Context: an optimization exercise on an open-source flow, tuned for small area, a short achievable clock period and few clock cycles. The choices shown serve that exercise and are no tape-out recipe.
The RTL was checked by simulation tests, not by an equivalence proof against the original design.

### Routed metal, one color a layer

Scale bar: 200 um.
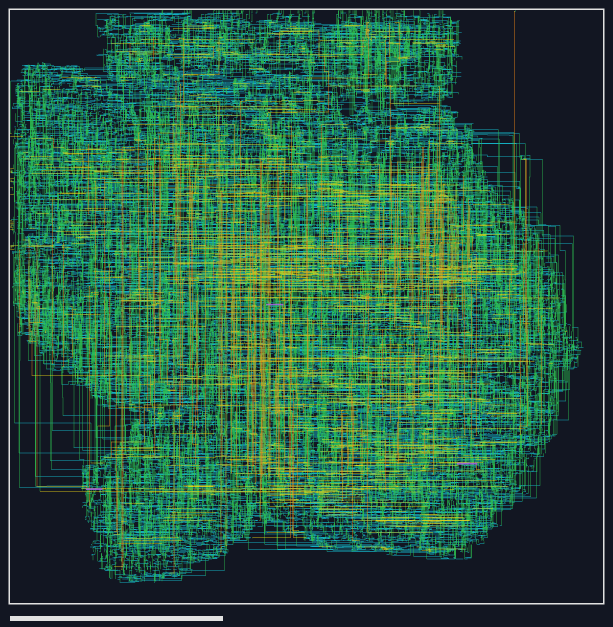
### The metal 3 layer

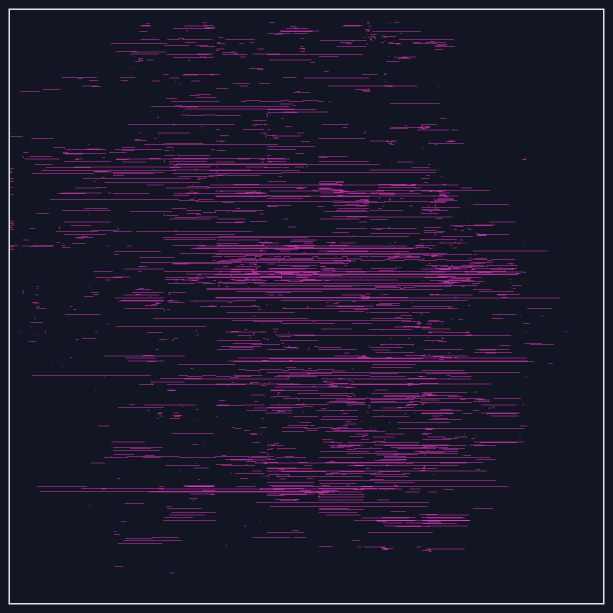
### The routed nets

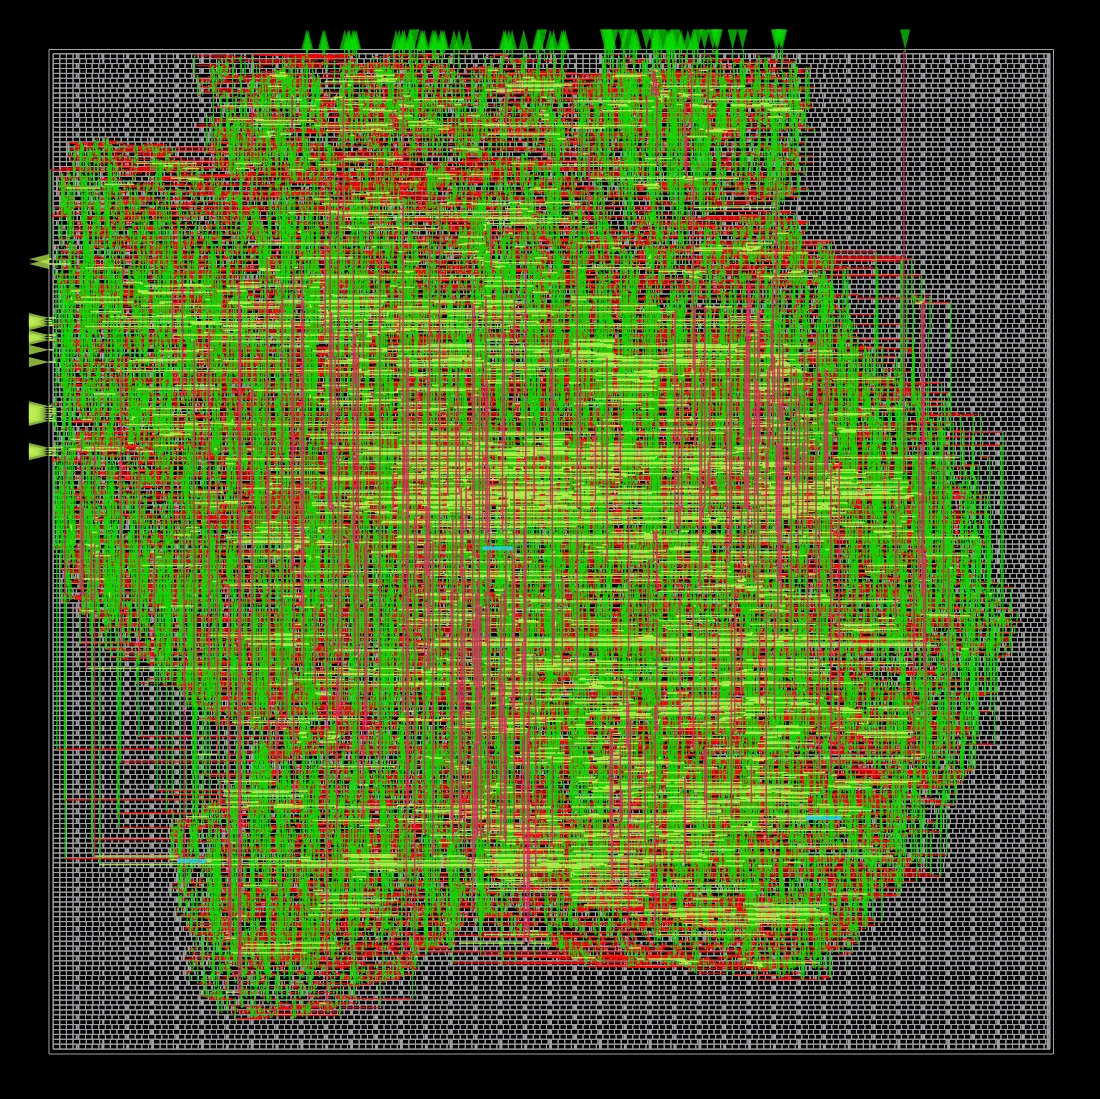
### Sequential cells colored by netlist name

Scale bar: 200 um. Other sequential cells in the stronger gray, the rest of the logic in the fainter gray.
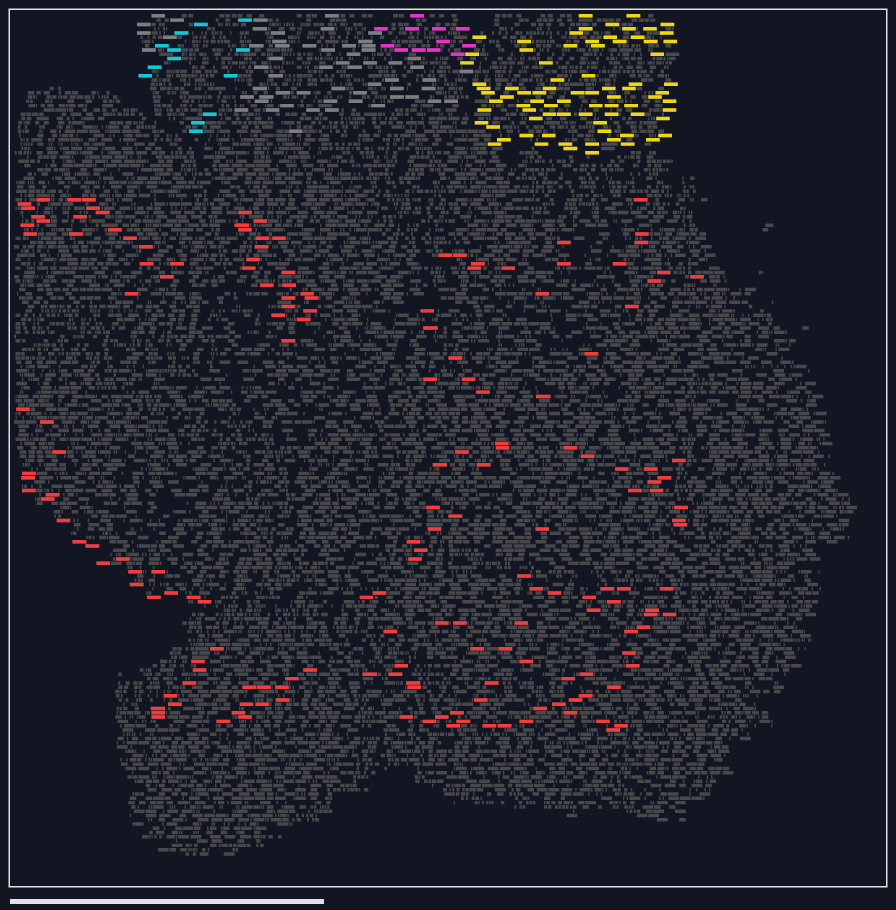
**design/flow/config.mk**
```make
export PLATFORM = sky130hd
export DESIGN_NAME = CONV
export DESIGN_NICKNAME = CONV
export VERILOG_FILES = /design/flow/design.v
export SDC_FILE = /design/flow/constraint.sdc
export NUM_CORES = 4
export LEC_CHECK = 0
export CAP_MARGIN = 20
export CORE_MARGIN = 2
export CORE_UTILIZATION = 40
export SLEW_MARGIN = 20
```
**design/flow/constraint.sdc**
```tcl
create_clock -name core_clock -period 22.0 [get_ports {clk}]
set_input_delay 4.4000 -clock core_clock [delete_from_list [all_inputs] [get_ports {clk}]]
set_output_delay 4.4000 -clock core_clock [all_outputs]
set_load 0.01 [all_outputs]
```
**design/flow/design.v**
```verilog
`timescale 1ns/10ps
module  CONV(
	input		        clk,
	input		        reset,
	output reg 	        busy,	
	input		        ready,	
	output     [11:0]   iaddr,
	input      [19:0]   idata,	
	output reg 	        cwr,
	output reg [11:0]   caddr_wr,
	output reg [19:0]   cdata_wr,
	output reg 	        crd,
	output reg [11:0]   caddr_rd,
	input      [19:0]   cdata_rd,
	output reg [2:0]    csel
);
parameter ST_INIT = 3'b000,
          ST_RDOP = 3'b001,
          ST_OUT1 = 3'b010,
          ST_POOL = 3'b011,
          ST_OUT2 = 3'b100,
          ST_FLAT = 3'b101,
          ST_OUT3 = 3'b110,
          ST_DONE = 3'b111;
reg [2:0] curr_state, next_state;
wire readone, pooldone, flatdone;
reg outkernel;        
wire [59:0] px012, px345, px678;
wire [3:0] count9;    
wire [12:0] count4096;   
wire [11:0] count1024;   
wire [11:0] count2048;
wire [19:0] poolres;
wire [19:0] flatres;
wire [11:0] rdaddr_pool;     
wire [11:0] rdaddr_flat;
wire [19:0] conv0_res, conv1_res;
always @(*) begin
    case (curr_state) 
        ST_INIT: 
            next_state = (ready) ? ST_RDOP : ST_INIT;
        ST_RDOP: 
            next_state = (readone) ? ST_OUT1 : ST_RDOP;
        ST_OUT1: begin
            if (count4096 == 13'd4096 & outkernel == 1'b1)
                next_state = ST_POOL;
            else if (outkernel == 1'b1)
                next_state = ST_RDOP;
            else 
                next_state = ST_OUT1;
        end
        ST_POOL: begin
            if (pooldone)
                next_state = ST_OUT2;
            else
                next_state = ST_POOL;
        end
        ST_OUT2: begin
            if (count1024 == 12'd1023 & outkernel == 1'b1)
                next_state = ST_FLAT; 
            else
                next_state = ST_POOL;
        end
        ST_FLAT: 
            next_state = ST_OUT3;
        ST_OUT3:
            next_state = (count2048 == 12'd2047) ? ST_DONE : ST_FLAT;
        ST_DONE:
            next_state = ST_DONE;
        default:
            next_state = ST_INIT;
    endcase
end
always @(posedge clk or posedge reset) begin
    if (reset)
        curr_state <= ST_INIT;
    else
        curr_state <= next_state;
end
reg busy_asyn;
always @(*) begin
    case (curr_state) 
        ST_INIT: begin
            crd  = 1'b0;
            cwr  = 1'b0;
            busy_asyn = 1'b0;
            csel = 3'b000;
        end
        ST_RDOP: begin
            crd  = 1'b0;
            cwr  = 1'b0;
            busy_asyn = 1'b1;
            csel = 3'b000;
        end
        ST_OUT1: begin
            crd  = 1'b0;
            cwr  = 1'b1;
            busy_asyn = 1'b1;
            csel = (outkernel == 1'b0) ? 3'b001 : 3'b010;
        end
        ST_POOL: begin
            crd  = 1'b1;
            cwr  = 1'b0;
            busy_asyn = 1'b1;
            csel = (outkernel == 1'b0) ? 3'b001 : 3'b010;
        end
        ST_OUT2: begin
            crd  = 1'b0;
            cwr  = 1'b1;
            busy_asyn = 1'b1;
            csel = (outkernel == 1'b0) ? 3'b011 : 3'b100;
        end
        ST_FLAT: begin
            crd  = 1'b1;
            cwr  = 1'b0;
            busy_asyn = 1'b1;
            csel = (outkernel == 1'b0) ? 3'b011 : 3'b100;
        end
        ST_OUT3: begin
            crd  = 1'b0;
            cwr  = 1'b1;
            busy_asyn = 1'b1;
            csel = 3'b101;
        end
        ST_DONE: begin
            crd  = 1'b0;
            cwr  = 1'b0;
            busy_asyn = 1'b0;
            csel = 3'b000;
        end
        default: begin
            crd  = 1'b0;
            cwr  = 1'b0;
            busy_asyn = 1'b0;
            csel = 3'b000;
        end
    endcase
end
always @(posedge clk, posedge reset) begin
    if(reset)
        busy <= 1'b0;
    else
        busy <= busy_asyn;
end
always @(posedge clk or posedge reset) begin
    if (reset)
        outkernel <= 1'b0;
    else begin
        case (curr_state)
            ST_RDOP:    
                outkernel <= 1'b0;
            ST_OUT1:    
                outkernel <= outkernel + 1'b1;
            ST_OUT2:    
                outkernel <= outkernel + 1'b1;
            ST_OUT3: 
                outkernel <= outkernel + 1'b1;
        endcase
    end
end
always @(*) begin
    case(curr_state)
        ST_RDOP:      
            caddr_wr = count4096 - 1;
        ST_OUT1:      
            caddr_wr = count4096 - 1;
        ST_POOL:      
            caddr_wr = count1024;
        ST_OUT2:
            caddr_wr = count1024;
        ST_OUT3:
            caddr_wr = count2048;
        default:
            caddr_wr = 0;
    endcase
end
always @(*) begin
    case (curr_state)
        ST_OUT1: begin
            if (outkernel == 1'b0)
                cdata_wr = (conv0_res[19] == 1'b1) ? 20'b0 : conv0_res;
            else
                cdata_wr = (conv1_res[19] == 1'b1) ? 20'b0 : conv1_res; 
        end
        ST_OUT2:
            cdata_wr = poolres;
        ST_OUT3:
            cdata_wr = flatres;
        default: 
            cdata_wr = 20'b0;
    endcase
end
always @(*) begin
    case (curr_state)
        ST_POOL:
            caddr_rd = rdaddr_pool;
        ST_OUT2: begin
            caddr_rd = rdaddr_pool;
        end
        ST_FLAT:
            caddr_rd = rdaddr_flat;
        ST_OUT3:
            caddr_rd = 12'b0;
        default:
            caddr_rd = 12'b0;
    endcase
end
READ read(
    .clk(clk),
    .rst(reset),
    .ready(ready),
    .readone(readone),
    .rdindex(count4096),
    .read_counter(count9),
    .iaddr(iaddr),
    .idata(idata),
    .state(curr_state),
    .row0(px012),
    .row1(px345),
    .row2(px678)
);
CAL cal(
    .clk(clk),
    .rst(reset),
    .row1(px012),
    .row2(px345),
    .row3(px678),
    .k0_res(conv0_res),
    .k1_res(conv1_res),
    .state(curr_state),
    .counter(count9)
);
POOL pool(
    .clk(clk),
    .rst(reset),
    .cdata_rd(cdata_rd),
    .rdaddr_pool(rdaddr_pool),
    .pooldone(pooldone),
    .state(curr_state),
    .poolres(poolres),
    .kernelsel(outkernel),
    .wrtidx_pool(count1024)
);
FLAT flat(
    .clk(clk),
    .rst(reset),
    .state(curr_state),
    .wrtidx_flat(count2048),
    .rdidx_flat(rdaddr_flat),
    .cdata_rd(cdata_rd),
    .wrt_out(flatres),
    .kernelout(outkernel)
);
endmodule
module READ(clk, rst, ready, readone,  rdindex, read_counter, iaddr, idata, state, row0, row1, row2);
    input clk, rst, ready;
    input [2:0] state;
    input [19:0] idata;
    output reg [12:0] rdindex;    
    output [59:0] row0, row1, row2;
    output [11:0] iaddr;
    output readone;      
    output reg [3:0] read_counter;  
    wire [12:0] rdindex_signed;
    reg [5:0] row_counter;   
    reg signed [19:0] pixel [0:8];
    wire [12:0] read_index [0:9];     
    reg signed [12:0] addr;  
    wire pad;        
    wire lborder_detect, rborder_detect, outrange_detect;
    assign rdindex_signed = rdindex;
    assign readone = (read_counter == 4'b1001) ? 1'b1 : 1'b0;
    assign iaddr = addr[11:0];
    assign lborder_detect = (row_counter == 6'b0 && ((read_index[read_counter] & 13'h3f) == 13'h3f));
    assign rborder_detect = (row_counter == 6'd63 && (((read_index[read_counter] - 13'b1) & 13'h3f) == 13'h3f));
    assign outrange_detect = (read_index[read_counter] > 4095);
    assign pad = outrange_detect | lborder_detect | rborder_detect;
    assign row0 = {pixel[0], pixel[1], pixel[2]},
           row1 = {pixel[3], pixel[4], pixel[5]},
           row2 = {pixel[6], pixel[7], pixel[8]};
    assign read_index[0] = rdindex_signed - 12'd65 ,
           read_index[1] = rdindex_signed - 12'd64 ,
           read_index[2] = rdindex_signed - 12'd63 ,
           read_index[3] = rdindex_signed - 12'd1  ,
           read_index[4] = rdindex_signed          ,
           read_index[5] = rdindex_signed + 12'd1  ,
           read_index[6] = rdindex_signed + 12'd63 ,
           read_index[7] = rdindex_signed + 12'd64 ,
           read_index[8] = rdindex_signed + 12'd65 ,
           read_index[9] = -1;
    integer i;
    always @(*) begin
        if (rst)
            addr = 13'b0;
        else begin
            case (state)
                3'b001: 
                    addr = read_index[read_counter];
                default:
                    addr = 13'b0;
            endcase
        end
    end
    always @(posedge clk or posedge rst) begin
        if (rst) begin
            for (i = 0; i < 9; i = i + 1)
                pixel[i] <= 20'b0;
        end
        else begin
            case (state) 
                3'b001: begin
                    pixel[read_counter] <= (pad) ? 20'b0 : idata;
                end
            endcase
        end
    end
    always @(posedge clk or posedge rst) begin
        if (rst) begin
            rdindex         <= 12'b0;
            row_counter     <= 6'b0;
            read_counter    <= 4'b0;
        end
        else begin
            if (state == 3'b001) begin   
                read_counter <= read_counter + 1;
                if (read_counter == 4'b1000) begin
                    row_counter <= row_counter + 6'b1;
                    rdindex         <= rdindex + 12'b1;  
                end
            end
            else if (state == 3'b010) begin      
                read_counter    <= 4'b0;
            end
        end
    end
endmodule
module CAL(
    clk, rst, 
    row1, row2, row3,
    k0_res, k1_res,
    state,
    counter             
);
    input clk, rst;
    input [59:0] row1, row2, row3;
    input [2:0] state;
    output [19:0] k0_res, k1_res;
    input [3:0] counter;
    reg signed [39:0] mult1 [0:8];   
    reg signed [39:0] mult2 [0:8];   
    wire signed [39:0] bias1, bias2;
    wire signed [19:0] px [0:8];
    wire signed [39:0] tempsum1, tempsum2; 
    wire signed [19:0] ker1 [0:8];
    wire signed [19:0] ker2 [0:8];
    assign bias1 = {4'b0, 20'h01310, 16'b0},
           bias2 = {4'b0, 20'hF7295, 16'b0};
    assign px[0] = row1[59:40], px[1] = row1[39:20], px[2] = row1[19:0],
           px[3] = row2[59:40], px[4] = row2[39:20], px[5] = row2[19:0],
           px[6] = row3[59:40], px[7] = row3[39:20], px[8] = row3[19:0];
    assign ker1[0] = 20'h0A89E, ker1[1] = 20'h092D5, ker1[2] = 20'h06D43,
           ker1[3] = 20'h01004, ker1[4] = 20'hF8F71, ker1[5] = 20'hF6E54,
           ker1[6] = 20'hFA6D7, ker1[7] = 20'hFC834, ker1[8] = 20'hFAC19;
    assign ker2[0] = 20'hFDB55, ker2[1] = 20'h02992, ker2[2] = 20'hFC994,
           ker2[3] = 20'h050FD, ker2[4] = 20'h02F20, ker2[5] = 20'h0202D,
           ker2[6] = 20'h03BD7, ker2[7] = 20'hFD369, ker2[8] = 20'h05E68;
    always @ (*) begin
        mult1[0] = px[0] * ker1[0];
        mult1[1] = px[1] * ker1[1];
        mult1[2] = px[2] * ker1[2];
        mult1[3] = px[3] * ker1[3];
        mult1[4] = px[4] * ker1[4];
        mult1[5] = px[5] * ker1[5];
        mult1[6] = px[6] * ker1[6];
        mult1[7] = px[7] * ker1[7];
        mult1[8] = px[8] * ker1[8];
        mult2[0] = px[0] * ker2[0];
        mult2[1] = px[1] * ker2[1];
        mult2[2] = px[2] * ker2[2];
        mult2[3] = px[3] * ker2[3];
        mult2[4] = px[4] * ker2[4];
        mult2[5] = px[5] * ker2[5];
        mult2[6] = px[6] * ker2[6];
        mult2[7] = px[7] * ker2[7];
        mult2[8] = px[8] * ker2[8];
    end
    assign tempsum1 = (mult1[0] + mult1[1]) + (mult1[2] + mult1[3]) + (mult1[4] + mult1[5]) + (mult1[6] + mult1[7]) + (mult1[8]) + bias1,
           tempsum2 = (mult2[0] + mult2[1]) + (mult2[2] + mult2[3]) + (mult2[4] + mult2[5]) + (mult2[6] + mult2[7]) + (mult2[8]) + bias2;
    assign k0_res = (tempsum1[35:16] + tempsum1[15]),
           k1_res = (tempsum2[35:16] + tempsum2[15]);
endmodule
module POOL(clk, rst, cdata_rd, rdaddr_pool, pooldone, state, poolres, kernelsel, wrtidx_pool);
    input clk, rst;
    input [19:0] cdata_rd;
    input [2:0] state;
    output pooldone;
    output [19:0] poolres;
    input kernelsel;
    output [11:0] rdaddr_pool;           
    output reg [11:0] wrtidx_pool;           
    reg [11:0] read_index;
    reg [3:0] count4;           
    wire [11:0] read_addr4 [0:4];
    reg [19:0] tempmax;          
    reg [5:0] row_count;         
    assign pooldone = (count4 == 3'd4) ? 1'b1 : 1'b0; 
    assign poolres  = tempmax;
    assign read_addr4[0] = read_index         ,
           read_addr4[1] = read_index + 12'b1 ,
           read_addr4[2] = read_index + 12'd64,
           read_addr4[3] = read_index + 12'd65,
           read_addr4[4] = read_index + 12'd65;
    assign rdaddr_pool = read_addr4[count4];
    reg [19:0] max1, max2;
    reg [19:0] in4 [0:4];
    always @(posedge clk or posedge rst) begin
        if (rst) begin
            read_index  <= 12'b0;
            count4      <= 3'b0;
            in4[0] <= 20'b0; in4[1] <= 20'b0; in4[2] <= 20'b0; in4[3] <= 20'b0; in4[4] <= 20'b0;
            row_count   <= 6'b0;
            wrtidx_pool <= 12'b0;
        end
        else begin
            case (state)
                3'b010: begin    
                    read_index  <= 12'b0;
                    row_count   <= 6'b0;
                    wrtidx_pool <= 12'b0;
                end
                3'b011: begin    
                    count4      <= count4 + 3'b1;
                    in4[count4] <= cdata_rd;
                end
                3'b100: begin    
                    if (kernelsel == 1'b1) begin
                        count4      <= 0;
                        read_index  <= (row_count == 6'd62) ? (read_index + 12'd66) : (read_index + 12'd2);
                        row_count   <= (row_count == 6'd62) ? 0 : (row_count + 6'd2);
                        wrtidx_pool <= wrtidx_pool + 12'b1;
                    end                 
                    else begin
                        count4  <= 3'b0;
                    end
                end
            endcase
        end
    end
    always @(*) begin
        if (rst) begin
            max1 = 20'b0; max2 = 20'b0; tempmax = 20'b0;
        end
        else begin
            max1 = (in4[0] > in4[1]) ? in4[0] : in4[1];
            max2 = (in4[2] > in4[3]) ? in4[2] : in4[3];
            tempmax = (max1 > max2) ? max1 : max2;
        end
    end
endmodule
module FLAT(clk, rst, state, wrtidx_flat, rdidx_flat, cdata_rd, wrt_out, kernelout);
    input clk, rst;
    input [2:0] state;
    input [19:0] cdata_rd;
    input kernelout;
    output reg [11:0] wrtidx_flat;       
    output reg [11:0] rdidx_flat;          
    output [19:0] wrt_out;
    assign wrt_out = cdata_rd;
    always @(posedge clk or posedge rst) begin
        if (rst) begin
            wrtidx_flat <= 12'hfff;
            rdidx_flat  <= 12'b0;
        end
        else begin
            case (state) 
                3'b101: begin        
                    wrtidx_flat <= wrtidx_flat + 12'b1;
                end
                3'b110: begin        
                    if (kernelout == 1'b1) rdidx_flat <= rdidx_flat + 12'b1;
                end 
            endcase
        end
    end
endmodule 
```
**design/flow/run.sh**
```bash
#!/bin/bash
# synth_recipe.tcl (not shown) runs the flow's synth.tcl, then flattens the netlist and writes it again
# the make line also repeats each setting of config.mk as NAME=value (left out here)
make -C /OpenROAD-flow-scripts/flow DESIGN_CONFIG=/design/flow/config.mk WORK_HOME=/design/flow/orfs CLKGATE_MAP_FILE= SYNTH_SCRIPT=/design/flow/synth_recipe.tcl finish
```
==> results_dict.tcl <==
set metrics [dict create \
    result_of_the_run "timing/DRC/antenna clean" \
    yosys.area_share.simple 0.0542 \
    place_hpwl_um 378000 \
    max_clock_freq_mhz 48.7 \
    first_iter_violations 7587 \
    worstPathBufferInverterCount 10 \
    num-clock-buffers 71 \
    signal_buffer_area_fraction 0.0147 \
    synth_sequential_area_ratio 0.0704 \
    replace_congestion 1.08 \
    path_max_fanout 18 \
    route.layer.met1.wl_um 179000 \
    synth_largest_area_cell "sky130_fd_sc_hd__fa_1" \
    setup_violators_final 0 \
    layout_commonest_cell "sky130_fd_sc_hd__inv_1" \
    fp-row-count 203 \
    antenna-diode-count 14 \
    ys_dominant_reg_cell "sky130_fd_sc_hd__dfrtp_1" \
    drt-total-wl_um 429000 \
    synth_compound_gate_area_share 0.0737 \
    logic_depth_of_the_worst_setup_path_including_buffers 45 \
    dr_wl_met2_um 193000 \
    yosys_register_bits 344 \
    post_layout_nonfiller_instances 16700 \
    route.met3.wl_um 34200 \
    synth_enable_flop_cells 0 \
    yosysTopAreaCellShare 0.399 \
    critical_path.top_delay_family "adder cells" \
    rr_worst_depth 20 \
    cell_occurring_most_often_along_the_worst_timing_path "sky130_fd_sc_hd__fa_1" \
    regToRegStartpoint "read.read_counter[0]" \
    drt-vias-per-instance 5.14 \
    fin_ws_ns 1.46 \
    clkTransAtPathRegs_ns 0.06 \
    multi_input_gate_share_of_the_layout_cell_area 0.758 \
    synthesis.area_um2 122000 \
    syn_nets 17200 \
    ctsRootBufferMaster "sky130_fd_sc_hd__clkbuf_16" \
]
Testbench counts, summed over its fixed seeds: cycles 262,152.
## Picture notes: 'Routed metal, one color a layer'
- M5: purple (wire length 46.0 um)
- M1: cyan (wire length 179 mm)
- M2: green (wire length 193 mm)
- M3: yellow (wire length 34.2 mm)
- M4: orange (wire length 22.9 mm)

## Picture notes: 'The metal 3 layer'
- main direction: horizontal
- wire length on this layer: 34.2 mm
- share of all routed wire: 8.0%
- longest straight run: 324 um
- nets with wire on the layer: 1012

## Picture notes: 'The routed nets'
total via count in the routed design: 86.1k
detail-routed net length per standard cell: 25.6 um

## Picture notes: 'Sequential cells colored by netlist name'
- flat.rdidx_flat: magenta (placed flops 12; where top center)
- read.rdindex: cyan (placed flops 13; where upper left)
- read.pixel: red (placed flops 180)
- pool.in4: yellow (placed flops 80)
register area: 8630 um^2
core utilization of the finished layout: 0.428
Seq/total area: 0.0660

==> static timing again, ports no longer ideal <==
The results above use ideal ports. As a check the final layout listed here was re-extracted and re-timed, cells and wires unchanged.
Step 1 sets driving cells, clkbuf_16 on the clock port and buf_2 on the other inputs (assumed; they add their load-dependent delay and slew).
Step 2 times the ports against the registers' clock, not the clock port: input delays grow and output delays shrink by t, the midpoint of the rising clock arrivals with the driver on.
Three values: no drivers, after step 1, after step 2; two values: the first two.
t (ns): 0.811
setup WS [ns]: 1.462 / 1.352 / 2.163
worst hold slack (ns): 0.474 / 0.474 / 0.474
worst setup path at the end: register to output
After both steps this run still meets setup and hold. The setup slack of this run moves by -0.110 ns with the drivers and by +0.701 ns with both steps.
